Background: an optimization exercise with open tools, aiming at small area, a short achievable clock period and few clock cycles. Do not read the settings as production practice. Function was checked by simulation only, so behaviour that the tests miss may differ from the original. Some runs may be left out. An edit can pass the tests and still lose a function that they never use.

==> design/flow/design.v <==
module GRF(
    input clk,
    input reset,
    input [4:0] ra1,
    input [4:0] ra2,
    output [31:0] rd1,
    output [31:0] rd2,
    input [4:0] wa,
    input [31:0] wd
);
reg [31:0] r [1:31];
wire [31:0] wdr = reset ? 32'd0 : wd;
genvar g;
generate
    for (g = 1; g < 32; g = g + 1) begin : w
        always @(posedge clk)
            if (reset | (wa == g)) r[g] <= wdr;
    end
endgenerate
assign rd1 = (ra1 == 5'd0) ? 32'd0 : r[ra1];
assign rd2 = (ra2 == 5'd0) ? 32'd0 : r[ra2];
endmodule
module MulDiv #(parameter RM = 8, parameter RD = 4) (
    input clk,
    input reset,
    input start,             
    input [1:0] op,          
    input [31:0] a,
    input [31:0] b,
    input wr,                
    input wsel,              
    output busy,
    output [31:0] hi,
    output [31:0] lo
);
localparam NM = 32 / RM;
localparam ND = 32 / RD;
reg [31:0] hi_r, lo_r;
reg [32:0] cc;       
reg [31:0] dv;       
reg        sgm;      
reg        negq, negr;
reg        mdiv;     
reg [4:0]  cnt;
assign hi = hi_r;
assign lo = lo_r;
assign busy = (cnt != 5'd0);
wire sg = ~op[0];
reg [31:0] ms, ml;
reg [32:0] mc, mu, msum, mcar;
reg [32:0] mx;
integer i;
always @(*) begin
    ms = hi_r; mc = cc; ml = lo_r;
    for (i = 0; i < RM; i = i + 1) begin
        mx = ml[0] ? {sgm & dv[31], dv} : 33'd0;
        if (i == RM - 1 && sgm && cnt == 5'd1)
            mu = {mx[32], ~mx[31:0]};
        else
            mu = {~mx[32], mx[31:0]};
        msum = {1'b0, ms} ^ mc ^ mu;
        mcar = ({1'b0, ms} & mc) | ({1'b0, ms} & mu) | (mc & mu);
        ml = {msum[0], ml[31:1]};
        ms = msum[32:1];
        mc = mcar;
    end
end
wire [31:0] mhi = ms + mc[31:0];
reg [31:0] dr, dq;
reg [32:0] dt;
integer j;
always @(*) begin
    dr = hi_r; dq = lo_r;
    for (j = 0; j < RD; j = j + 1) begin
        dt = {dr, dq[31]} - {1'b0, dv};
        if (!dt[32]) dr = dt[31:0];
        else         dr = {dr[30:0], dq[31]};
        dq = {dq[30:0], ~dt[32]};
    end
end
wire [31:0] dhi = negr ? (~dr + 32'd1) : dr;
wire [31:0] dlo = negq ? (~dq + 32'd1) : dq;
wire [31:0] ua = (sg & a[31]) ? (~a + 32'd1) : a;
wire [31:0] ub = (sg & b[31]) ? (~b + 32'd1) : b;
always @(posedge clk) begin
    if (reset) begin
        cnt  <= 5'd0;
        hi_r <= 32'd0;
        lo_r <= 32'd0;
    end else if (start) begin
        mdiv <= op[1];
        sgm  <= sg;
        negq <= sg & (a[31] ^ b[31]);
        negr <= sg & a[31];
        hi_r <= 32'd0;
        cc   <= {1'b1, sg, 31'd0};
        if (op[1]) begin
            cnt <= ND;
            lo_r <= ua;
            dv <= ub;
        end else begin
            cnt <= NM;
            lo_r <= b;
            dv <= a;
        end
    end else if (cnt != 5'd0) begin
        cnt <= cnt - 5'd1;
        if (mdiv) begin
            hi_r <= (cnt == 5'd1) ? dhi : dr;
            lo_r <= (cnt == 5'd1) ? dlo : dq;
        end else begin
            hi_r <= (cnt == 5'd1) ? mhi : ms;
            lo_r <= ml;
            cc   <= mc;
        end
    end else if (wr) begin
        if (wsel) lo_r <= a;
        else      hi_r <= a;
    end
end
endmodule
module mips(
    input clk,
    input reset,
    input [31:0] i_inst_rdata,
    input [31:0] m_data_rdata,
    output [31:0] i_inst_addr,
    output [31:0] m_data_addr,
    output [31:0] m_data_wdata,
    output [3 :0] m_data_byteen,
    output [31:0] m_inst_addr,
    output w_grf_we,
    output [4:0] w_grf_addr,
    output [31:0] w_grf_wdata,
    output [31:0] w_inst_addr
);
reg rst;
always @(posedge clk) rst <= reset;
reg  [31:0] pc_F;
reg  [31:0] ir_X;
reg  [31:0] pc_X;
wire        stall_X;
wire [31:0] npc_X;
wire [31:0] pc4_F = pc_F + 32'd4;
assign i_inst_addr = pc_F;
always @(posedge clk) begin
    if (rst) begin
        pc_F <= 32'h00003000;
        ir_X <= 32'd0;
        pc_X <= 32'd0;
    end else if (!stall_X) begin
        pc_F <= npc_X;
        ir_X <= i_inst_rdata;
        pc_X <= pc_F;
    end
end
wire [5:0]  op = ir_X[31:26];
wire [5:0]  fn = ir_X[5:0];
wire [4:0]  rs = ir_X[25:21];
wire [4:0]  rt = ir_X[20:16];
wire [4:0]  rd = ir_X[15:11];
wire [15:0] imm = ir_X[15:0];
wire r_type = (op == 6'b000000);
wire i_add   = r_type & (fn == 6'b100000);
wire i_sub   = r_type & (fn == 6'b100010);
wire i_and   = r_type & (fn == 6'b100100);
wire i_or    = r_type & (fn == 6'b100101);
wire i_slt   = r_type & (fn == 6'b101010);
wire i_sltu  = r_type & (fn == 6'b101011);
wire i_jr    = r_type & (fn == 6'b001000);
wire i_mfhi  = r_type & (fn == 6'b010000);
wire i_mthi  = r_type & (fn == 6'b010001);
wire i_mflo  = r_type & (fn == 6'b010010);
wire i_mtlo  = r_type & (fn == 6'b010011);
wire i_mult  = r_type & (fn == 6'b011000);
wire i_multu = r_type & (fn == 6'b011001);
wire i_div   = r_type & (fn == 6'b011010);
wire i_divu  = r_type & (fn == 6'b011011);
wire i_addi  = (op == 6'b001000);
wire i_andi  = (op == 6'b001100);
wire i_ori   = (op == 6'b001101);
wire i_lui   = (op == 6'b001111);
wire i_lb    = (op == 6'b100000);
wire i_lh    = (op == 6'b100001);
wire i_lw    = (op == 6'b100011);
wire i_sb    = (op == 6'b101000);
wire i_sh    = (op == 6'b101001);
wire i_sw    = (op == 6'b101011);
wire i_beq   = (op == 6'b000100);
wire i_bne   = (op == 6'b000101);
wire i_j     = (op == 6'b000010);
wire i_jal   = (op == 6'b000011);
wire is_load  = i_lb | i_lh | i_lw;
wire is_store = i_sb | i_sh | i_sw;
wire is_md    = i_mult | i_multu | i_div | i_divu;
wire is_hilo  = i_mfhi | i_mflo | i_mthi | i_mtlo;
wire alu_r    = i_add | i_sub | i_and | i_or | i_slt | i_sltu;
wire use_rs = alu_r | is_md | i_mthi | i_mtlo | i_jr | i_addi | i_andi | i_ori |
              is_load | is_store | i_beq | i_bne;
wire use_rt = alu_r | is_md | is_store | i_beq | i_bne;
wire wr_rd = alu_r | i_mfhi | i_mflo;
wire wr_rt = i_addi | i_andi | i_ori | i_lui | is_load;
wire [4:0] dst_X = wr_rd ? rd : wr_rt ? rt : i_jal ? 5'd31 : 5'd0;
reg  [31:0] res_M;
reg  [4:0]  dst_M;
reg         load_M;
reg  [31:0] res_W;
reg  [4:0]  dst_W;
wire [31:0] rf_rs, rf_rt;
GRF u_grf (
    .clk(clk), .reset(rst),
    .ra1(rs), .ra2(rt), .rd1(rf_rs), .rd2(rf_rt),
    .wa(dst_W), .wd(res_W)
);
wire fw_m_rs = (dst_M == rs) & (dst_M != 5'd0);
wire fw_m_rt = (dst_M == rt) & (dst_M != 5'd0);
wire fw_w_rs = (dst_W == rs) & (dst_W != 5'd0);
wire fw_w_rt = (dst_W == rt) & (dst_W != 5'd0);
wire [31:0] a_X = fw_m_rs ? res_M : fw_w_rs ? res_W : rf_rs;
wire [31:0] b_X = fw_m_rt ? res_M : fw_w_rt ? res_W : rf_rt;
wire md_busy;
wire st_load = load_M & ((use_rs & fw_m_rs) | (use_rt & fw_m_rt));
wire st_hilo = is_hilo & md_busy;
assign stall_X = st_load | st_hilo;
wire [31:0] sext = {{16{imm[15]}}, imm};
wire [31:0] zext = {16'd0, imm};
wire [31:0] add_b = r_type ? b_X : sext;
wire        do_sub = i_sub | i_slt | i_sltu;
wire [32:0] sum = {1'b0, a_X} + {1'b0, do_sub ? ~add_b : add_b} + {32'd0, do_sub};
wire lt_u = ~sum[32];
wire lt_s = (a_X[31] ^ b_X[31]) ? a_X[31] : sum[31];
wire [31:0] hi_v, lo_v;
reg [31:0] res_X;
always @(*) begin
    case (1'b1)
        i_and:  res_X = a_X & b_X;
        i_andi: res_X = a_X & zext;
        i_or:   res_X = a_X | b_X;
        i_ori:  res_X = a_X | zext;
        i_slt:  res_X = {31'd0, lt_s};
        i_sltu: res_X = {31'd0, lt_u};
        i_lui:  res_X = {imm, 16'd0};
        i_mfhi: res_X = hi_v;
        i_mflo: res_X = lo_v;
        i_jal:  res_X = pc4_F;
        default: res_X = sum[31:0];
    endcase
end
wire eq = (a_X == b_X);
wire taken = (i_beq & eq) | (i_bne & ~eq);
assign npc_X = i_jr ? a_X :
               (i_j | i_jal) ? {pc_F[31:28], ir_X[25:0], 2'b00} :
               taken ? pc_F + {sext[29:0], 2'b00} : pc4_F;
wire [1:0] ba = sum[1:0];
wire [3:0] be_X = i_sw ? 4'b1111 :
                  i_sh ? (ba[1] ? 4'b1100 : 4'b0011) :
                  i_sb ? (4'b0001 << ba) : 4'b0000;
wire [31:0] wd_X = i_sw ? b_X : i_sh ? {2{b_X[15:0]}} : {4{b_X[7:0]}};
MulDiv u_md (
    .clk(clk), .reset(rst),
    .start(is_md & ~stall_X), .op(fn[1:0]),
    .a(a_X), .b(b_X),
    .wr(~stall_X & (i_mthi | i_mtlo)), .wsel(fn[1]),
    .busy(md_busy), .hi(hi_v), .lo(lo_v)
);
reg  [31:0] pc_M;
reg  [3:0]  be_M;
reg  [31:0] wd_M;
reg  [1:0]  lsz_M;    
always @(posedge clk) begin
    if (rst | stall_X) begin
        dst_M  <= 5'd0;
        load_M <= 1'b0;
        be_M   <= 4'd0;
    end else begin
        dst_M  <= dst_X;
        load_M <= is_load;
        be_M   <= be_X;
    end
    res_M <= res_X;
    pc_M  <= pc_X;
    wd_M  <= wd_X;
    lsz_M <= {i_lb, i_lh};
end
assign m_data_addr   = res_M;
assign m_data_wdata  = wd_M;
assign m_data_byteen = be_M;
assign m_inst_addr   = pc_M;
wire [15:0] ld_h = res_M[1] ? m_data_rdata[31:16] : m_data_rdata[15:0];
wire [7:0]  ld_b = res_M[0] ? ld_h[15:8] : ld_h[7:0];
wire [31:0] ld_v = lsz_M[1] ? {{24{ld_b[7]}}, ld_b} :
                   lsz_M[0] ? {{16{ld_h[15]}}, ld_h} : m_data_rdata;
reg [31:0] pc_W;
always @(posedge clk) begin
    if (rst) dst_W <= 5'd0;
    else       dst_W <= dst_M;
    res_W <= load_M ? ld_v : res_M;
    pc_W  <= pc_M;
end
assign w_grf_we    = (dst_W != 5'd0);
assign w_grf_addr  = dst_W;
assign w_grf_wdata = res_W;
assign w_inst_addr = pc_W;
endmodule
==> design/flow/run.sh <==
#!/bin/bash
# synth_recipe.tcl (not shown) runs the flow's synth.tcl, then flattens the netlist and writes it again
# the make line also repeats each setting of config.mk as NAME=value (left out here)
make -C /OpenROAD-flow-scripts/flow DESIGN_CONFIG=/design/flow/config.mk WORK_HOME=/design/flow/orfs CLKGATE_MAP_FILE= SYNTH_SCRIPT=/design/flow/synth_recipe.tcl finish
==> design/flow/config.mk <==
export PLATFORM = sky130hd
export DESIGN_NAME = mips
export DESIGN_NICKNAME = mips
export VERILOG_FILES = /design/flow/design.v
export SDC_FILE = /design/flow/constraint.sdc
export NUM_CORES = 4
export LEC_CHECK = 0
export CAP_MARGIN = 20
export CORE_MARGIN = 2
export CORE_UTILIZATION = 45
export PLACE_DENSITY = 0.6
export SLEW_MARGIN = 20
==> design/flow/constraint.sdc <==
create_clock -name core_clock -period 175.0 [get_ports {clk}]
set_input_delay 35.0000 -clock core_clock [delete_from_list [all_inputs] [get_ports {clk}]]
set_output_delay 35.0000 -clock core_clock [all_outputs]
set_load 0.01 [all_outputs]
### Sequential cells grouped by signal name, run 1

Other sequential cells in the stronger grey, the rest of the logic in the fainter grey.
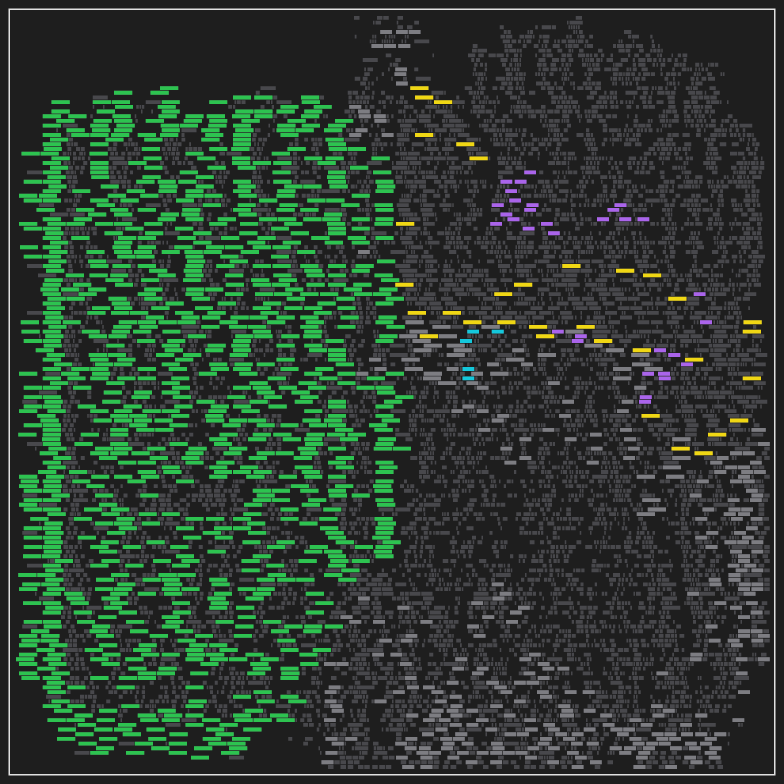
colour	netlist name	placed flops
yellow	`u_md.cc`	33
purple	`u_md.hi_r`	32
green	`u_grf.r`	992
cyan	`u_md.cnt`	5
not coloured	342
storage element area: 38700 µm²
proportion of cell area occupied by registers: 39.0%
fraction of the core area covered by cells at the end of the flow: 51.7%

### Cell outlines without signal wires, run 1

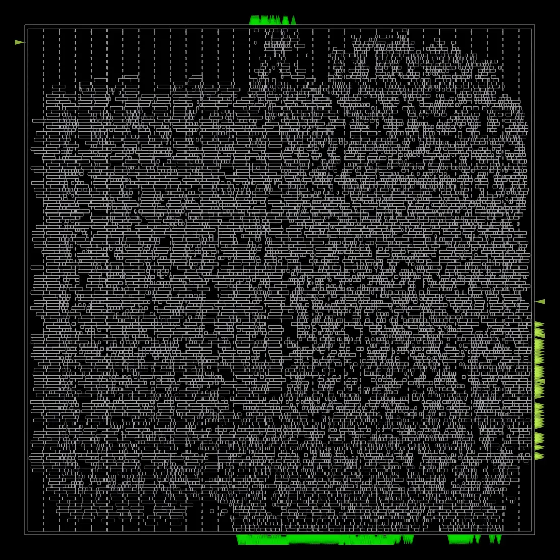
well tap count: 2526
Site Rows: 161
core footprint: 192000 µm²

### Clock network drawn from the DEF, run 1

Bar = 100 µm.
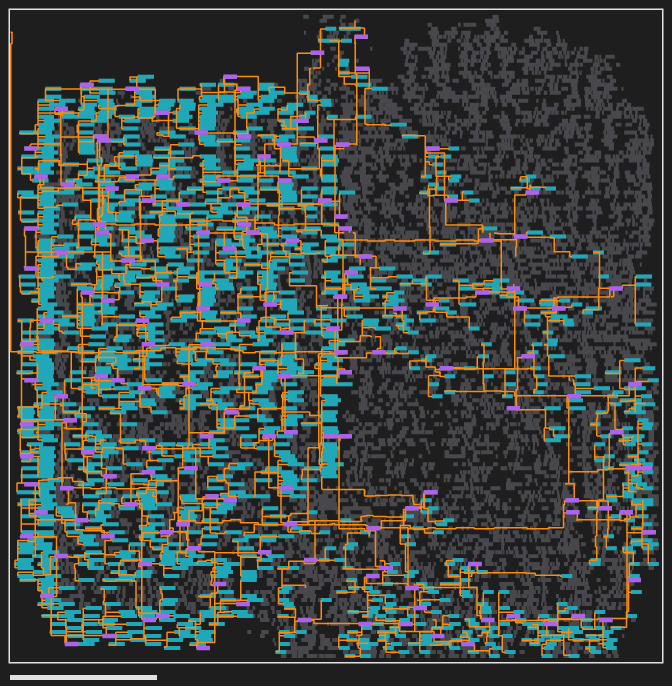
[cyan] flip-flops | count: 1404
[orange] clock wires | length: 19100 µm
[purple] clock-net drivers | count: 156
flops lie	spread over the die

### Logic cells by family, run 1

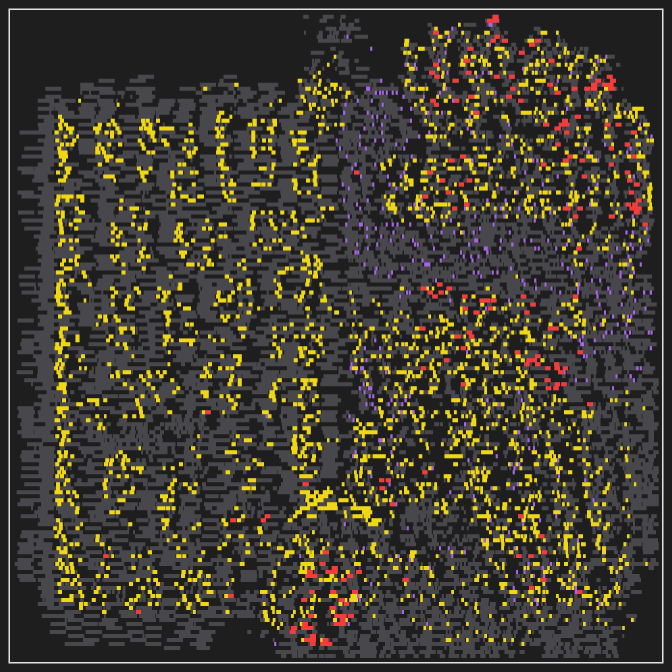
colour	family	cells
purple	inv cells	409
red	mux cells	183
yellow	aoi and oai cells	2444

==> flow_summary.html, run 1 <==
<table>
<tr><th>Metric</th><th>Value</th></tr>
<tr><th colspan="2">Status</th></tr>
<tr><td>Outcome</td><td>finished clean</td></tr>
<tr><th colspan="2">Worst setup path</th></tr>
<tr><td>Maximum net fanout on the critical path</td><td>16</td></tr>
<tr><td>Worst-path cell chain</td><td>or2_2 &gt; nor2_1 &gt; inv_1 &gt; clkdlybuf4s50_1</td></tr>
<tr><td>Number of logic stages on the critical path including buffering</td><td>4</td></tr>
<tr><td>Critical path origin</td><td>dst_W[0]</td></tr>
<tr><td>Worst Reg-to-Reg Cells</td><td>61</td></tr>
<tr><td>Crit path capture type</td><td>output port</td></tr>
<tr><td>Slowest stage delay, CP</td><td>0.74 ns</td></tr>
<tr><td>Critical path type</td><td>reg2out</td></tr>
<tr><td>Worst path buffer plus inverter count</td><td>2</td></tr>
<tr><td>R2r setup slk</td><td>155.95 ns</td></tr>
<tr><td>FF-to-FF End</td><td>u_md.hi_r[24]</td></tr>
<tr><td>Cell type of the slowest stage on the worst timing path</td><td>dfxtp_1</td></tr>
<tr><td>CP startpoint kind</td><td>flip-flop</td></tr>
<tr><td>Required time reported for the critical path endpoint</td><td>between 100 and 150 ns</td></tr>
<tr><td>Critical path data arrival time</td><td>2.83 ns</td></tr>
<tr><td>R2R Path Start</td><td>u_md.dv[1]</td></tr>
<tr><td>Cell family with the largest share of critical-path delay</td><td>flip-flops</td></tr>
<tr><td>Timing endpoint of the critical path</td><td>w_grf_we</td></tr>
<tr><th colspan="2">Synthesis</th></tr>
<tr><td>Adder-Cell Fraction of Synth Area</td><td>10.3%</td></tr>
<tr><td>Distinct cell type count of the synthesized netlist</td><td>101</td></tr>
<tr><td>Number of synthesized flops with an enable pin</td><td>1061</td></tr>
<tr><td>Xor/xnor cell area share of the yosys netlist</td><td>4.08%</td></tr>
<tr><td>Complex-gate fraction of the synthesized area</td><td>20.6%</td></tr>
<tr><td>Synthesized-area fraction occupied by and/or/nand/nor cells</td><td>13.9%</td></tr>
<tr><td>Largest family of logic cells by synthesized area</td><td>compound AO/OA/AOI/OAI gates</td></tr>
<tr><td>Multiplexer share of the synthesized area</td><td>2.33%</td></tr>
<tr><td>Synth Warn #</td><td>36</td></tr>
<tr><td>Async S/R FF share, synth</td><td>0%</td></tr>
<tr><td>Synthesized net count</td><td>9374</td></tr>
<tr><td>Area of the mapped netlist</td><td>87100 µm²</td></tr>
<tr><td>Seq cells post-synth</td><td>1404</td></tr>
<tr><td>Post-Syn Instances</td><td>8747</td></tr>
<tr><td>Proportion of synthesized chip area in sequential cells</td><td>between 40 and 50%</td></tr>
<tr><td>Main flop type after synthesis</td><td>edfxtp_1</td></tr>
<tr><td>Average instance area after synthesis</td><td>9.95 µm²</td></tr>
<tr><th colspan="2">STA</th></tr>
<tr><td>Min cycle time layout</td><td>approximately 38 ns</td></tr>
<tr><td>Final worst-path setup slack</td><td>137.17 ns</td></tr>
<tr><td>Skew final</td><td>approximately 0.089 ns</td></tr>
<tr><td>Maximum achievable frequency</td><td>0.0264 GHz</td></tr>
<tr><td>Slew at the pin closest to its max-slew limit</td><td>1.35 ns</td></tr>
<tr><td>Slew margin rel.</td><td>8.88%</td></tr>
<tr><td>Final-report hold violation count</td><td>0</td></tr>
<tr><td>Total negative slack</td><td>0 ns</td></tr>
<tr><td>RSZ-0062 raised after global routing</td><td>false</td></tr>
<tr><td>Final critical-path share of the clock period</td><td>21.6%</td></tr>
<tr><td>Setup-failing EPs final</td><td>0</td></tr>
<tr><td>Count of final max-slew check failures</td><td>0</td></tr>
<tr><th colspan="2">Job</th></tr>
<tr><td>Max-cap viol count</td><td>0</td></tr>
<tr><th colspan="2">Clocking</th></tr>
<tr><td>Count of H-tree levels built during CTS</td><td>4</td></tr>
<tr><td>Hold-fix buffers at CTS</td><td>0</td></tr>
<tr><td>Number of clock sinks</td><td>1404</td></tr>
<tr><td>TritonCTS Buffers</td><td>156</td></tr>
<tr><td>Clock latency at the later pin of the worst-skew pair</td><td>0.88 ns</td></tr>
<tr><td>Maximum buffer depth of the clock tree</td><td>3</td></tr>
<tr><td>Clock transition at the registers of the reported paths</td><td>0.07 ns</td></tr>
<tr><td>Setup Fix Bufs, Post-CTS</td><td>0</td></tr>
<tr><td>TritonCTS clock tree</td><td>done</td></tr>
<tr><td>Master cell of the clock root buffer</td><td>clkbuf_16</td></tr>
<tr><td>Post-cts sizing count</td><td>0</td></tr>
<tr><th colspan="2">Floorplan</th></tr>
<tr><td>Ports placed on the boundary</td><td>268</td></tr>
<tr><td>Starting density of the core</td><td>45.3%</td></tr>
<tr><td>Vertical die dimension</td><td>444 µm</td></tr>
<tr><td>Die area</td><td>197000 µm²</td></tr>
<tr><td>Die width</td><td>444 µm</td></tr>
<tr><th colspan="2">Min path</th></tr>
<tr><td>Worst hold path type</td><td>reg2reg</td></tr>
<tr><td>Hold worst-path end</td><td>pc_W[16]</td></tr>
<tr><td>Cells on Worst Hold Path</td><td>0</td></tr>
<tr><td>Worst hold path startpoint</td><td>pc_M[16]</td></tr>
<tr><th colspan="2">Routing</th></tr>
<tr><td>Drt wl/cell</td><td>about 38 µm</td></tr>
<tr><td>Antenna-violating nets left</td><td>0</td></tr>
<tr><td>Final WL</td><td>441 mm</td></tr>
<tr><td>Iteration-0 DRC count of the detailed router</td><td>16300</td></tr>
<tr><td>Post-detailed-route via-to-cell ratio</td><td>7.11</td></tr>
<tr><td>Total via count in the routed design</td><td>82500</td></tr>
<tr><td>Drc violations</td><td>0</td></tr>
<tr><td>1st-pass router iterations</td><td>10</td></tr>
<tr><th colspan="2">Place</th></tr>
<tr><td>Detailed-placement wirelength estimate</td><td>between 200 and 300 mm</td></tr>
<tr><td>Number of port buffers</td><td>267</td></tr>
<tr><td>Pre-CTS WS</td><td>~140 ns</td></tr>
<tr><td>Last weighted congestion value of the routability-driven placer</td><td>slightly above 1</td></tr>
<tr><th colspan="2">GRT</th></tr>
<tr><td>Vias in the first global route</td><td>77800</td></tr>
<tr><td>GR Layer Usage met3</td><td>16.1%</td></tr>
<tr><td>GRT overflow</td><td>0</td></tr>
<tr><td>GRT Util Overall</td><td>43.5%</td></tr>
<tr><td>Maximum number of pins on one net before global-route repair</td><td>102</td></tr>
<tr><td>Number of antenna violations at the first check in global routing</td><td>37</td></tr>
<tr><td>Global-route wire length before repair</td><td>606 mm</td></tr>
<tr><td>Met1 Track Usage GR</td><td>51.0%</td></tr>
<tr><td>Most used routing layer</td><td>met2</td></tr>
<tr><td>Met2 global-route usage</td><td>between 60% and 70%</td></tr>
<tr><th colspan="2">Layout</th></tr>
<tr><td>Commonest non-fill, non-tap cells in the layout</td><td>edfxtp_1 (1061), nand2_1 (839), a22oi_1 (763)</td></tr>
<tr><td>Leading cell type in the layout, fill and taps excluded</td><td>edfxtp_1</td></tr>
<tr><td>Most flops, register</td><td>u_grf.r</td></tr>
<tr><td>Top Registers</td><td>u_grf.r x992, u_md.cc x33</td></tr>
<tr><td>Area growth from synthesis to layout</td><td>14.1%</td></tr>
<tr><td>Share of cells above drive strength 1</td><td>9.50%</td></tr>
<tr><td>Final layout net count</td><td>9542</td></tr>
<tr><td>Largest register FFs</td><td>992</td></tr>
</table>
Testbench counts for the RTL of run 1, summed over its fixed seeds: cycles 58,322.
==> run 1: synth_stat cells, types with 52 or more instances <==
master | n | share of area (%)
o21bai_1 | 52 | 0.45
inv_1 | 404 | 1.7
mux2i_1 | 106 | 1.2
a21o_1 | 101 | 0.87
nand2_1 | 843 | 3.6
o211ai_1 | 52 | 0.45
nor3_1 | 161 | 0.93
o21ai_0 | 378 | 2.2
nand4_1 | 145 | 1.0
dfxtp_1 | 343 | 7.9
and3_1 | 121 | 0.87
nand2b_1 | 53 | 0.38
nor2_1 | 589 | 2.5
xor2_1 | 155 | 1.6
edfxtp_1 | 1061 | 37
a21oi_1 | 640 | 3.7
ha_1 | 298 | 4.3
buf_1 | 87 | 0.38
nor2b_1 | 84 | 0.60
a222oi_1 | 55 | 0.63
a22oi_1 | 763 | 6.6
clkbuf_1 | 473 | 2.0
xnor2_1 | 249 | 2.5
and2_1 | 147 | 1.1
nor4_1 | 67 | 0.48
a211oi_1 | 119 | 1.0
nand3_1 | 168 | 0.97
fa_1 | 263 | 6.0
a221oi_1 | 72 | 0.72
a31oi_1 | 66 | 0.47
mux2_2 | 67 | 0.87
==> run 1: metal layers <==
metal / share of wire, % / wire [µm]
met1: 34 / 149000
met2: 42 / 185000
met3: 14 / 61600
met4: 10 / 45000
met5: 0.038 / 167
==> run 1: per-stage QoR <==
stage          instances  hold slack, ns  area [µm²]  utilization (%)
2_1_floorplan       8747           0.331       87100                -
3_3_place_gp       11300           0.333       93900             48.8
3_5_place_dp       11300           0.336       93900             48.8
4_1_cts            11600           0.350       99100             51.5
5_1_grt            11600           0.355       99300             51.6
6_report           11600           0.349       99400             51.7
==> run 1: worst register-to-register path, delay by kind of cell, from the launching register on <==
kind	cells	cell delay [ns]
flip-flops	1	0.74
AND/OR/NAND/NOR	17	4.28
XOR/XNOR	3	0.52
multiplexers	2	0.97
adder cells (fa/ha/maj)	5	2.22
buffers and inverters	7	2.55
AO/OA/AOI/OAI	27	7.62
==> run 1: area by class of cell <==
class,count,area (µm²)
repair buffers,585,5130
clock inverters,95,1070
inverters,409,1540
fillers,17300,93000
flip-flops and latches,1404,38700
multi-input cells,6359,45500
well taps,2526,3160
clock buffers,191,4100
diodes,38,95.1
--- run 2 (changed files replaced; the others as in run 1) ---
removed: design/flow/run.sh
==> design/flow/design.v <==
module GRF(
    input clk,
    input reset,
    input [4:0] ra1,
    input [4:0] ra2,
    output [31:0] rd1,
    output [31:0] rd2,
    input [4:0] wa,
    input [31:0] wd
);
reg [31:0] r [1:31];
wire [31:0] wdr = reset ? 32'd0 : wd;
genvar g;
generate
    for (g = 1; g < 32; g = g + 1) begin : w
        always @(posedge clk)
            if (reset | (wa == g)) r[g] <= wdr;
    end
endgenerate
reg [31:0] o1, o2;
integer k;
always @(*) begin
    o1 = 32'd0;
    o2 = 32'd0;
    for (k = 1; k < 32; k = k + 1) begin
        o1 = o1 | (r[k] & {32{ra1 == k}});
        o2 = o2 | (r[k] & {32{ra2 == k}});
    end
end
assign rd1 = o1;
assign rd2 = o2;
endmodule
module MulDiv #(parameter RM = 8, parameter RD = 4) (
    input clk,
    input reset,
    input start,             
    input [1:0] op,          
    input [31:0] a,
    input [31:0] b,
    input wr,                
    input wsel,              
    output busy,             
    output [31:0] hs,
    output [31:0] hc,
    output [31:0] lo,
    output negr,
    output negq
);
localparam NM = 32 / RM;
localparam ND = 32 / RD;
reg [31:0] hi_r, lo_r;
reg [32:0] cc;       
reg [31:0] dv;       
reg        sgm;      
reg        negq_r, negr_r;
reg        mdiv;     
reg [3:0]  cnt;      
wire sg = ~op[0];
wire neg_a = op[1] & sg & a[31];
wire neg_b = op[1] & sg & b[31];
wire [31:0] ua = neg_a ? (~a + 32'd1) : a;
wire [31:0] ub = neg_b ? (~b + 32'd1) : b;
localparam SK = 3 * RD;
localparam SL = 7 * RD;
wire skip_l = op[1] & (|ub[31:SL]);
wire skip   = op[1] & (|ub[31:SK]) & ~skip_l;
wire        x_div = start ? op[1] : mdiv;
wire        x_sg  = start ? sg : sgm;
wire [31:0] x_hi  = start ? (skip_l ? {{(32-SL){1'b0}}, ua[31:32-SL]} :
                             skip   ? {{(32-SK){1'b0}}, ua[31:32-SK]} : 32'd0) : hi_r;
wire [31:0] x_lo  = start ? (skip_l ? {ua[31-SL:0], {SL{1'b0}}} :
                             skip   ? {ua[31-SK:0], {SK{1'b0}}} : ua) : lo_r;
wire [31:0] x_dv  = start ? ub : dv;
wire [32:0] x_cc  = start ? {1'b1, sg, 31'd0} : cc;
wire        x_last = start ? (op[1] ? (skip_l | (ND == 1)) : (NM == 1)) : (cnt == 4'd1);
reg [31:0] ms, ml;
reg [32:0] mc, mu, msum, mcar;
reg [32:0] mx;
integer i;
always @(*) begin
    ms = x_hi; mc = x_cc; ml = x_lo;
    for (i = 0; i < RM; i = i + 1) begin
        mx = ml[0] ? {x_sg & x_dv[31], x_dv} : 33'd0;
        if (i == RM - 1 && x_sg && x_last)
            mu = {mx[32], ~mx[31:0]};
        else
            mu = {~mx[32], mx[31:0]};
        msum = {1'b0, ms} ^ mc ^ mu;
        mcar = ({1'b0, ms} & mc) | ({1'b0, ms} & mu) | (mc & mu);
        ml = {msum[0], ml[31:1]};
        ms = msum[32:1];
        mc = mcar;
    end
end
reg [31:0] dr, dq;
reg [32:0] dt;
integer j;
always @(*) begin
    dr = x_hi; dq = x_lo;
    for (j = 0; j < RD; j = j + 1) begin
        dt = {dr, dq[31]} - {1'b0, x_dv};
        if (!dt[32]) dr = dt[31:0];
        else         dr = {dr[30:0], dq[31]};
        dq = {dq[30:0], ~dt[32]};
    end
end
wire run = start | (cnt != 4'd0);
wire [31:0] hi_nx = x_div ? dr : ms;
wire [31:0] lo_nx = x_div ? dq : ml;
wire [32:0] cc_nx = x_div ? 33'd0 : mc;
wire byp = (cnt == 4'd1);
assign busy = (cnt > 4'd1);
assign hs = byp ? hi_nx : hi_r;
assign hc = byp ? cc_nx[31:0] : cc[31:0];
assign lo = byp ? lo_nx : lo_r;
assign negr = negr_r;
assign negq = negq_r;
always @(posedge clk) begin
    if (reset) begin
        cnt    <= 4'd0;
        hi_r   <= 32'd0;
        lo_r   <= 32'd0;
        cc     <= 33'd0;
        negr_r <= 1'b0;
        negq_r <= 1'b0;
    end else begin
        if (start) begin
            mdiv   <= op[1];
            sgm    <= sg;
            negq_r <= neg_a ^ neg_b;
            negr_r <= neg_a;
            dv     <= ub;
            cnt    <= op[1] ? (skip_l ? ND - 8 : skip ? ND - 4 : ND - 1) : (NM - 1);
        end else if (cnt != 4'd0) begin
            cnt    <= cnt - 4'd1;
        end
        if (run) begin
            hi_r <= hi_nx;
            lo_r <= lo_nx;
            cc   <= cc_nx;
        end
        if (wr) begin
            if (wsel) begin
                lo_r   <= a;
                negq_r <= 1'b0;
            end else begin
                hi_r   <= a;
                cc     <= 33'd0;
                negr_r <= 1'b0;
            end
        end
    end
end
endmodule
module mips(
    input clk,
    input reset,
    input [31:0] i_inst_rdata,
    input [31:0] m_data_rdata,
    output [31:0] i_inst_addr,
    output [31:0] m_data_addr,
    output [31:0] m_data_wdata,
    output [3 :0] m_data_byteen,
    output [31:0] m_inst_addr,
    output w_grf_we,
    output [4:0] w_grf_addr,
    output [31:0] w_grf_wdata,
    output [31:0] w_inst_addr
);
reg rst;
always @(posedge clk) rst <= reset;
reg  [31:0] pc_F;
reg  [31:0] ir_X;
reg  [31:0] pc_X;
wire        stall_X;
wire [31:0] npc_X;
wire [31:0] pc4_F = pc_F + 32'd4;
assign i_inst_addr = pc_F;
always @(posedge clk) begin
    if (rst) begin
        pc_F <= 32'h00003000;
        ir_X <= 32'd0;
        pc_X <= 32'd0;
    end else if (!stall_X) begin
        pc_F <= npc_X;
        ir_X <= i_inst_rdata;
        pc_X <= pc_F;
    end
end
wire [5:0]  op = ir_X[31:26];
wire [5:0]  fn = ir_X[5:0];
wire [4:0]  rs = ir_X[25:21];
wire [4:0]  rt = ir_X[20:16];
wire [4:0]  rd = ir_X[15:11];
wire [15:0] imm = ir_X[15:0];
wire r_type = (op == 6'b000000);
wire i_add   = r_type & (fn == 6'b100000);
wire i_sub   = r_type & (fn == 6'b100010);
wire i_and   = r_type & (fn == 6'b100100);
wire i_or    = r_type & (fn == 6'b100101);
wire i_slt   = r_type & (fn == 6'b101010);
wire i_sltu  = r_type & (fn == 6'b101011);
wire i_jr    = r_type & (fn == 6'b001000);
wire i_mfhi  = r_type & (fn == 6'b010000);
wire i_mthi  = r_type & (fn == 6'b010001);
wire i_mflo  = r_type & (fn == 6'b010010);
wire i_mtlo  = r_type & (fn == 6'b010011);
wire i_mult  = r_type & (fn == 6'b011000);
wire i_multu = r_type & (fn == 6'b011001);
wire i_div   = r_type & (fn == 6'b011010);
wire i_divu  = r_type & (fn == 6'b011011);
wire i_addi  = (op == 6'b001000);
wire i_andi  = (op == 6'b001100);
wire i_ori   = (op == 6'b001101);
wire i_lui   = (op == 6'b001111);
wire i_lb    = (op == 6'b100000);
wire i_lh    = (op == 6'b100001);
wire i_lw    = (op == 6'b100011);
wire i_sb    = (op == 6'b101000);
wire i_sh    = (op == 6'b101001);
wire i_sw    = (op == 6'b101011);
wire i_beq   = (op == 6'b000100);
wire i_bne   = (op == 6'b000101);
wire i_j     = (op == 6'b000010);
wire i_jal   = (op == 6'b000011);
wire is_load  = i_lb | i_lh | i_lw;
wire is_store = i_sb | i_sh | i_sw;
wire is_md    = i_mult | i_multu | i_div | i_divu;
wire is_hilo  = i_mfhi | i_mflo | i_mthi | i_mtlo;
wire alu_r    = i_add | i_sub | i_and | i_or | i_slt | i_sltu;
wire use_rs = alu_r | is_md | i_mthi | i_mtlo | i_jr | i_addi | i_andi | i_ori |
              is_load | is_store | i_beq | i_bne;
wire use_rt = alu_r | is_md | is_store | i_beq | i_bne;
wire wr_rd = alu_r | i_mfhi | i_mflo;
wire wr_rt = i_addi | i_andi | i_ori | i_lui | is_load;
wire [4:0] dst_X = wr_rd ? rd : wr_rt ? rt : i_jal ? 5'd31 : 5'd0;
reg  [31:0] res_M;
reg  [4:0]  dst_M;
reg         load_M;
reg  [31:0] res_W;
reg  [4:0]  dst_W;
wire [31:0] rf_rs, rf_rt;
GRF u_grf (
    .clk(clk), .reset(rst),
    .ra1(rs), .ra2(rt), .rd1(rf_rs), .rd2(rf_rt),
    .wa(dst_W), .wd(res_W)
);
wire fw_m_rs = (dst_M == rs) & (dst_M != 5'd0);
wire fw_m_rt = (dst_M == rt) & (dst_M != 5'd0);
wire fw_w_rs = (dst_W == rs) & (dst_W != 5'd0);
wire fw_w_rt = (dst_W == rt) & (dst_W != 5'd0);
wire [31:0] a_X = fw_m_rs ? res_M : fw_w_rs ? res_W : rf_rs;
wire [31:0] b_X = fw_m_rt ? res_M : fw_w_rt ? res_W : rf_rt;
wire md_busy;
wire st_load = load_M & ((use_rs & fw_m_rs) | (use_rt & fw_m_rt));
wire st_hilo = is_hilo & md_busy;
assign stall_X = st_load | st_hilo;
wire [31:0] sext = {{16{imm[15]}}, imm};
wire [31:0] zext = {16'd0, imm};
wire [31:0] md_hs, md_hc, md_lo;
wire        md_negr, md_negq;
wire        is_br = i_beq | i_bne;
wire [31:0] add_a = i_mfhi ? md_hc : i_mflo ? 32'd0 : is_br ? pc_F : a_X;
wire [31:0] add_b = i_mfhi ? md_hs : i_mflo ? md_lo : is_br ? {sext[29:0], 2'b00} :
                    r_type ? b_X : sext;
wire        do_sub = i_mfhi ? md_negr : i_mflo ? md_negq : (i_sub | i_slt | i_sltu);
wire [32:0] sum = {1'b0, add_a} + {1'b0, do_sub ? ~add_b : add_b} + {32'd0, do_sub};
wire lt_u = ~sum[32];
wire lt_s = (a_X[31] ^ b_X[31]) ? a_X[31] : sum[31];
reg [31:0] res_X;
always @(*) begin
    case (1'b1)
        i_and:  res_X = a_X & b_X;
        i_andi: res_X = a_X & zext;
        i_or:   res_X = a_X | b_X;
        i_ori:  res_X = a_X | zext;
        i_slt:  res_X = {31'd0, lt_s};
        i_sltu: res_X = {31'd0, lt_u};
        i_lui:  res_X = {imm, 16'd0};
        i_jal:  res_X = pc4_F;
        default: res_X = sum[31:0];
    endcase
end
wire eq = (a_X == b_X);
wire taken = (i_beq & eq) | (i_bne & ~eq);
assign npc_X = i_jr ? a_X :
               (i_j | i_jal) ? {pc_F[31:28], ir_X[25:0], 2'b00} :
               taken ? sum[31:0] : pc4_F;
wire [1:0] ba = sum[1:0];
wire [3:0] be_X = i_sw ? 4'b1111 :
                  i_sh ? (ba[1] ? 4'b1100 : 4'b0011) :
                  i_sb ? (4'b0001 << ba) : 4'b0000;
wire [31:0] wd_X = i_sw ? b_X : i_sh ? {2{b_X[15:0]}} : {4{b_X[7:0]}};
MulDiv u_md (
    .clk(clk), .reset(rst),
    .start(is_md & ~stall_X), .op(fn[1:0]),
    .a(a_X), .b(b_X),
    .wr(~stall_X & (i_mthi | i_mtlo)), .wsel(fn[1]),
    .busy(md_busy), .hs(md_hs), .hc(md_hc), .lo(md_lo),
    .negr(md_negr), .negq(md_negq)
);
reg  [31:0] pc_M;
reg  [3:0]  be_M;
reg  [31:0] wd_M;
reg  [1:0]  lsz_M;    
always @(posedge clk) begin
    if (rst | stall_X) begin
        dst_M  <= 5'd0;
        load_M <= 1'b0;
        be_M   <= 4'd0;
    end else begin
        dst_M  <= dst_X;
        load_M <= is_load;
        be_M   <= be_X;
    end
    res_M <= res_X;
    pc_M  <= pc_X;
    wd_M  <= wd_X;
    lsz_M <= {i_lb, i_lh};
end
assign m_data_addr   = res_M;
assign m_data_wdata  = wd_M;
assign m_data_byteen = be_M;
assign m_inst_addr   = pc_M;
wire [15:0] ld_h = res_M[1] ? m_data_rdata[31:16] : m_data_rdata[15:0];
wire [7:0]  ld_b = res_M[0] ? ld_h[15:8] : ld_h[7:0];
wire [31:0] ld_v = lsz_M[1] ? {{24{ld_b[7]}}, ld_b} :
                   lsz_M[0] ? {{16{ld_h[15]}}, ld_h} : m_data_rdata;
reg [31:0] pc_W;
reg        we_W;
always @(posedge clk) begin
    if (rst) begin
        dst_W <= 5'd0;
        we_W  <= 1'b0;
    end else begin
        dst_W <= dst_M;
        we_W  <= (dst_M != 5'd0);
    end
    res_W <= load_M ? ld_v : res_M;
    pc_W  <= pc_M;
end
assign w_grf_we    = we_W;
assign w_grf_addr  = dst_W;
assign w_grf_wdata = res_W;
assign w_inst_addr = pc_W;
endmodule
==> design/flow/flow/run.sh <==
#!/bin/bash
# The standard layout (standard.sh, unchanged synthesis and steps),
# with one difference: the buffers that ORFS puts on every input and output
# port are sky130_fd_sc_hd__buf_2 cells instead of its default choice.
set -euo pipefail
export BUFFER_PORTS_ARGS="-buffer_cell sky130_fd_sc_hd__buf_2"
bash standard.sh > standard_flow.log 2>&1
==> design/flow/standard.sh <==
#!/bin/bash
# synth_recipe.tcl (not shown) runs the flow's synth.tcl, then flattens the netlist and writes it again
# the make line also repeats each setting of config.mk as NAME=value (left out here)
make -C /OpenROAD-flow-scripts/flow DESIGN_CONFIG=/design/flow/config.mk WORK_HOME=/design/flow/orfs CLKGATE_MAP_FILE= SYNTH_SCRIPT=/design/flow/synth_recipe.tcl "${@:-finish}"
==> design/flow/config.mk <==
export PLATFORM = sky130hd
export DESIGN_NAME = mips
export DESIGN_NICKNAME = mips
export VERILOG_FILES = /design/flow/design.v
export SDC_FILE = /design/flow/constraint.sdc
export NUM_CORES = 4
export LEC_CHECK = 0
export CAP_MARGIN = 20
export CORE_MARGIN = 2
export CORE_UTILIZATION = 45
export CTS_CLUSTER_DIAMETER = 80
export CTS_CLUSTER_SIZE = 20
export PLACE_DENSITY = 0.6
export SLEW_MARGIN = 20
### Sequential cells grouped by signal name, run 2

Other sequential cells in the stronger grey, the rest of the logic in the fainter grey.
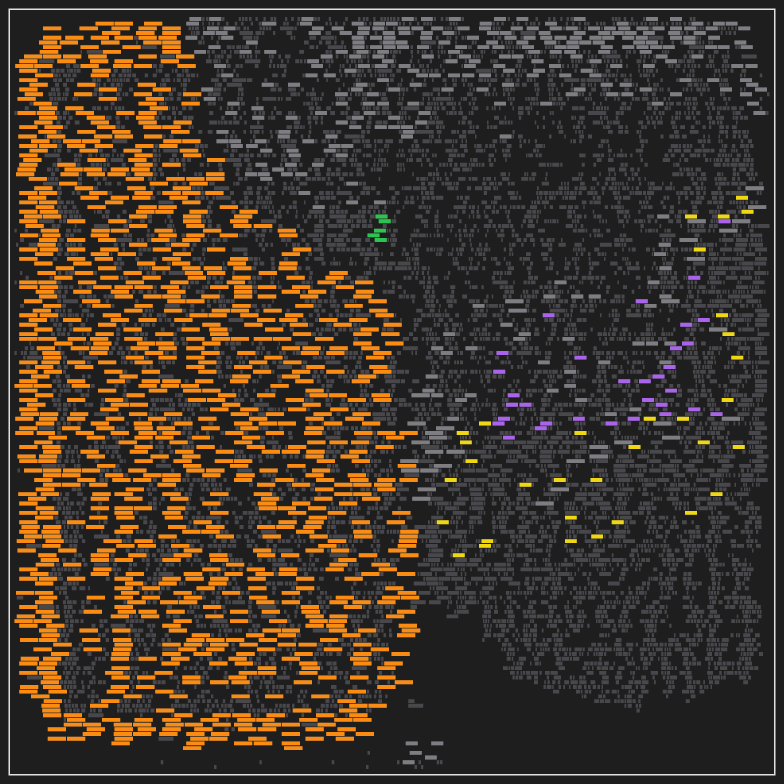
colour	netlist name	placed flops
yellow	`u_md.cc`	33
orange	`u_grf.r`	992
green	`dst_M`	5
purple	`u_md.hi_r`	32
not coloured	342
fraction of the core area covered by cells at the end of the flow: 50.1%

### Logic cells by family, run 2

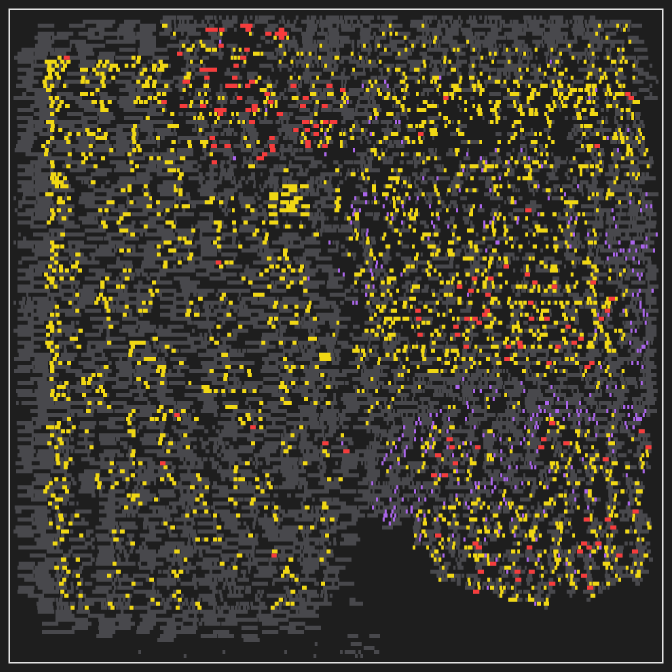
colour	family	cells
yellow	aoi and oai cells	2191
red	mux cells	148
purple	inv cells	380
count of placed standard cells in the final layout, fillers left out: 11600
multi-input combinational area share: 47.0%
leading cell type in the layout, fill and taps excluded: edfxtp_1

==> run 2 against run 1 <==
  * Still clean on timing, DRC and antenna
  * Cell count up 0.10%
  * First-iteration DRC count up 11%
  * Synthesized area down 0.97%
  * Maximum frequency up 1.6%
  * Synthesized cell count up 1.4%
  * Via count up 4.7%
  * Critical path type unchanged
  * Largest cell class unchanged
==> flow_summary.html, run 2 <==
<table>
<tr><th>Metric</th><th>Value</th></tr>
<tr><th colspan="2">Status</th></tr>
<tr><td>Outcome</td><td>finished clean</td></tr>
<tr><th colspan="2">Floorplan</th></tr>
<tr><td>Die width</td><td>between 400 and 500 µm</td></tr>
<tr><td>Die area</td><td>195000 µm²</td></tr>
<tr><td>Starting density of the core</td><td>45.3%</td></tr>
<tr><td>Vertical die dimension</td><td>442 µm</td></tr>
<tr><td>Ports placed on the boundary</td><td>268</td></tr>
<tr><th colspan="2">Synthesis</th></tr>
<tr><td>Area of the mapped netlist</td><td>86200 µm²</td></tr>
<tr><td>Seq cells post-synth</td><td>between 1000 and 1500</td></tr>
<tr><td>Main flop type after synthesis</td><td>edfxtp_1</td></tr>
<tr><td>Leading post-synthesis cells by cell area</td><td>edfxtp_1 (36%), dfxtp_1 (8.8%), fa_1 (6.1%)</td></tr>
<tr><td>Distinct cell type count of the synthesized netlist</td><td>101</td></tr>
<tr><td>Proportion of synthesized chip area in sequential cells</td><td>between 40% and 50%</td></tr>
<tr><td>Synth Warn #</td><td>4</td></tr>
<tr><td>Number of synthesized flops with an enable pin</td><td>~1000</td></tr>
<tr><td>Area leader, netlist</td><td>edfxtp_1</td></tr>
<tr><td>List of most frequent post-synthesis cells</td><td>edfxtp_1 (1026), nand2_1 (919), a22oi_1 (589), clkbuf_1 (540), nor2_1 (531)</td></tr>
<tr><td>Proportion of netlist area held by the largest area contributor</td><td>35.7%</td></tr>
<tr><td>Average instance area after synthesis</td><td>roughly 10 µm²</td></tr>
<tr><td>Async S/R FF share, synth</td><td>0%</td></tr>
<tr><td>Post-Syn Instances</td><td>8869</td></tr>
<tr><th colspan="2">Place</th></tr>
<tr><td>Cell area reported after detailed placement</td><td>between 90000 and 100000 µm²</td></tr>
<tr><td>Number of port buffers</td><td>around 270</td></tr>
<tr><td>Last weighted congestion value of the routability-driven placer</td><td>1.06</td></tr>
<tr><td>Detailed-placement wirelength estimate</td><td>between 300 and 400 mm</td></tr>
<tr><th colspan="2">Routing</th></tr>
<tr><td>Final WL</td><td>484 mm</td></tr>
<tr><td>Post-detailed-route via-to-cell ratio</td><td>~7.4</td></tr>
<tr><td>Iteration-0 DRC count of the detailed router</td><td>18000</td></tr>
<tr><td>Drt wl/cell</td><td>~42 µm</td></tr>
<tr><td>Antenna-violating nets left</td><td>0</td></tr>
<tr><td>Drc violations</td><td>0</td></tr>
<tr><td>Total via count in the routed design</td><td>between 80000 and 90000</td></tr>
<tr><td>1st-pass router iterations</td><td>10</td></tr>
<tr><th colspan="2">Min path</th></tr>
<tr><td>Worst hold path startpoint</td><td>pc_M[27]</td></tr>
<tr><td>Worst hold path type</td><td>reg2reg</td></tr>
<tr><td>Cells on Worst Hold Path</td><td>0</td></tr>
<tr><td>Hold worst-path end</td><td>pc_W[27]</td></tr>
<tr><th colspan="2">Clocking</th></tr>
<tr><td>Master cell of the clock root buffer</td><td>clkbuf_16</td></tr>
<tr><td>Clock transition at the registers of the reported paths</td><td>0.09 ns</td></tr>
<tr><td>Count of H-tree levels built during CTS</td><td>3</td></tr>
<tr><td>Number of clock sinks</td><td>1404</td></tr>
<tr><td>Maximum buffer depth of the clock tree</td><td>3</td></tr>
<tr><td>Hold-fix buffers at CTS</td><td>0</td></tr>
<tr><td>Post-cts sizing count</td><td>0</td></tr>
<tr><td>Setup Fix Bufs, Post-CTS</td><td>0</td></tr>
<tr><td>TritonCTS clock tree</td><td>done</td></tr>
<tr><td>TritonCTS Buffers</td><td>97</td></tr>
<tr><th colspan="2">Worst setup path</th></tr>
<tr><td>Required time reported for the critical path endpoint</td><td>between 100 and 150 ns</td></tr>
<tr><td>Critical path data arrival time</td><td>2.23 ns</td></tr>
<tr><td>Worst Reg-to-Reg Cells</td><td>96</td></tr>
<tr><td>CP startpoint kind</td><td>flip-flop</td></tr>
<tr><td>Cell family with the largest share of critical-path delay</td><td>flip-flops</td></tr>
<tr><td>Worst path buffer plus inverter count</td><td>1</td></tr>
<tr><td>Worst-path cell chain</td><td>buf_2</td></tr>
<tr><td>Maximum net fanout on the critical path</td><td>4</td></tr>
<tr><td>Critical path origin</td><td>res_W[3]</td></tr>
<tr><td>Number of logic stages on the critical path including buffering</td><td>1</td></tr>
<tr><td>Slowest stage delay, CP</td><td>1.10 ns</td></tr>
<tr><td>Critical path type</td><td>reg2out</td></tr>
<tr><td>FF-to-FF End</td><td>res_M[28]</td></tr>
<tr><td>R2r setup slk</td><td>143.12 ns</td></tr>
<tr><td>R2R Path Start</td><td>ir_X[18]</td></tr>
<tr><th colspan="2">Layout</th></tr>
<tr><td>Most flops, register</td><td>u_grf.r</td></tr>
<tr><td>Commonest non-fill, non-tap cells in the layout</td><td>edfxtp_1 (1026), nand2_1 (901), a22oi_1 (588)</td></tr>
<tr><td>Largest register FFs</td><td>slightly below 1000</td></tr>
<tr><td>Final layout net count</td><td>9537</td></tr>
<tr><td>Top Registers</td><td>u_grf.r x992, u_md.cc x33</td></tr>
<tr><td>Area growth from synthesis to layout</td><td>10.5%</td></tr>
<tr><td>Share of cells above drive strength 1</td><td>11.6%</td></tr>
<tr><th colspan="2">GRT</th></tr>
<tr><td>Maximum number of pins on one net before global-route repair</td><td>143</td></tr>
<tr><td>Number of antenna violations at the first check in global routing</td><td>72</td></tr>
<tr><td>GRT Util Overall</td><td>47.9%</td></tr>
<tr><td>GRT overflow</td><td>0</td></tr>
<tr><td>Vias in the first global route</td><td>about 80000</td></tr>
<tr><th colspan="2">STA</th></tr>
<tr><td>Min cycle time layout</td><td>~37 ns</td></tr>
<tr><td>RSZ-0062 raised after global routing</td><td>false</td></tr>
<tr><td>Maximum achievable frequency</td><td>around 0.027 GHz</td></tr>
<tr><td>Final critical-path share of the clock period</td><td>21.3%</td></tr>
<tr><td>Total negative slack</td><td>0 ns</td></tr>
<tr><td>Final-report hold violation count</td><td>0</td></tr>
<tr><td>Count of final max-slew check failures</td><td>0</td></tr>
<tr><td>Setup-failing EPs final</td><td>0</td></tr>
<tr><td>Slew at the pin closest to its max-slew limit</td><td>1.35 ns</td></tr>
<tr><td>Min Hold Slack</td><td>0.344 ns</td></tr>
<tr><td>Slew margin rel.</td><td>a little under a tenth</td></tr>
<tr><th colspan="2">Job</th></tr>
<tr><td>Max-cap viol count</td><td>0</td></tr>
</table>
Testbench counts for the RTL of run 2, summed over its fixed seeds: cycles 51,300.
### Clock network drawn from the DEF, run 2

Bar = 100 µm.
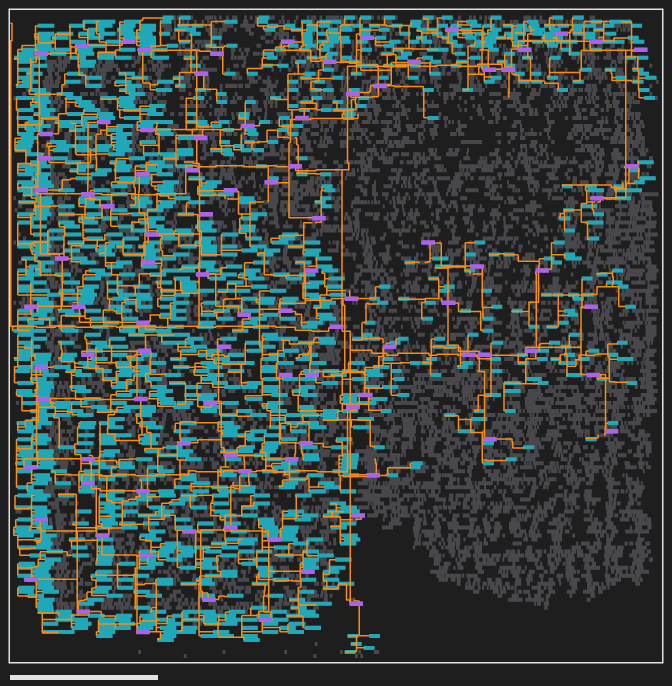
[cyan] flip-flops | count: 1404
[purple] clock-net drivers | count: 97
[orange] clock wires | length: 17400 µm
routed clock nets	98
clock latency at the later pin of the worst-skew pair: 0.85 ns
skew final: 0.0943 ns

### Cell outlines without signal wires, run 2

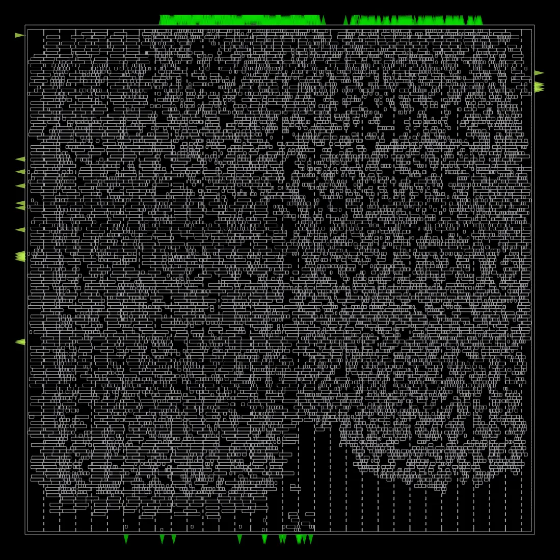
Site Rows: 160
core footprint: 190000 µm²
number of sequential storage elements: 1404
final-layout fill cell count: 17600

==> run 2: changes by cell type in the layout (fill, tap and decap cells not counted), sizes merged, moves of 62 or more <==
cell / change
buf: +331
nand3: +287
clkdlybuf4s50: -267
and3: +189
a22oi: -173
a21oi: -114
xor2: -86
nand2: +76
clkbuf: -75
ha: -62
==> run 2: worst max-delay path by stage <==
stage,end,slack [ns]
2_1_floorplan,res_W[21],138.66
3_3_place_gp,res_W[15],138.21
3_5_place_dp,res_W[29],138.45
4_1_cts,w_grf_wdata[15],138.07
5_1_grt,w_grf_wdata[3],137.78
6_report,w_grf_wdata[3],137.77
==> run 2: final cells by class <==
type / instances / area (µm²) / area share (%)
multi-input cells: 6442 / 44800 / 47.0
flip-flops and latches: 1404 / 38400 / 40.3
repair buffers: 649 / 4270 / 4.48
well taps: 2511 / 3140 / 3.30
clock buffers: 116 / 2550 / 2.68
inverters: 380 / 1430 / 1.50
clock inverters: 45 / 541 / 0.567
diodes: 72 / 180 / 0.189
==> run 2: cells by family after synthesis <==
group           share of synthesized area, %
flops                                   44.5
buf+inv                                 4.54
xor+xnor                                2.96
fa+ha+maj                               9.48
mux                                     1.88
compound gates                          19.3
simple gates                            17.3
==> run 2: metal layers <==
metal	vias up	wire, µm	GRT usage [%]
met5	-	529	0.781
met4	54	57500	43.9
met3	2878	74100	21.2
met2	8708	195000	67.2
met1	41400	157000	54.4
li1	33300	-	-
==> run 2: metrics by stage <==
stage	instances	setup WS, ns
2_1_floorplan	8869	138.66
3_3_place_gp	11400	138.21
3_5_place_dp	11400	138.45
4_1_cts	11500	138.07
5_1_grt	11600	137.78
6_report	11600	137.77

what the ideal ports hide:
The flow's constraints put no driver on any port. The routed layouts listed below were extracted and timed again, unchanged, in two steps. Step 1: set_driving_cell puts a clkbuf_16 on clk and a buf_2 on each other input, an assumption about the parent block. Step 2 adds t to the input delays and takes it off the output delays; t is the mean of the earliest and latest rising clock arrival at the registers after step 1. Input paths then give back, and output paths get back, about the clock's delay inside the block. a / b / c = no drivers / after step 1 / after step 2; a / b = the first two.
run | t, ns | setup slack, ns | latest minus earliest clock arrival (ns) | worst register clock-pin slew, ns | cell pins on the clock port's net
run 1 | 0.922 | 137.172 / 137.081 / 137.340 | 0.089 / 0.089 | 0.07 / 0.07 | 1
run 2 | 0.901 | 137.773 / 137.674 / 138.329 | 0.094 / 0.095 | 0.09 / 0.09 | 1
After both steps every run listed still meets setup and hold.
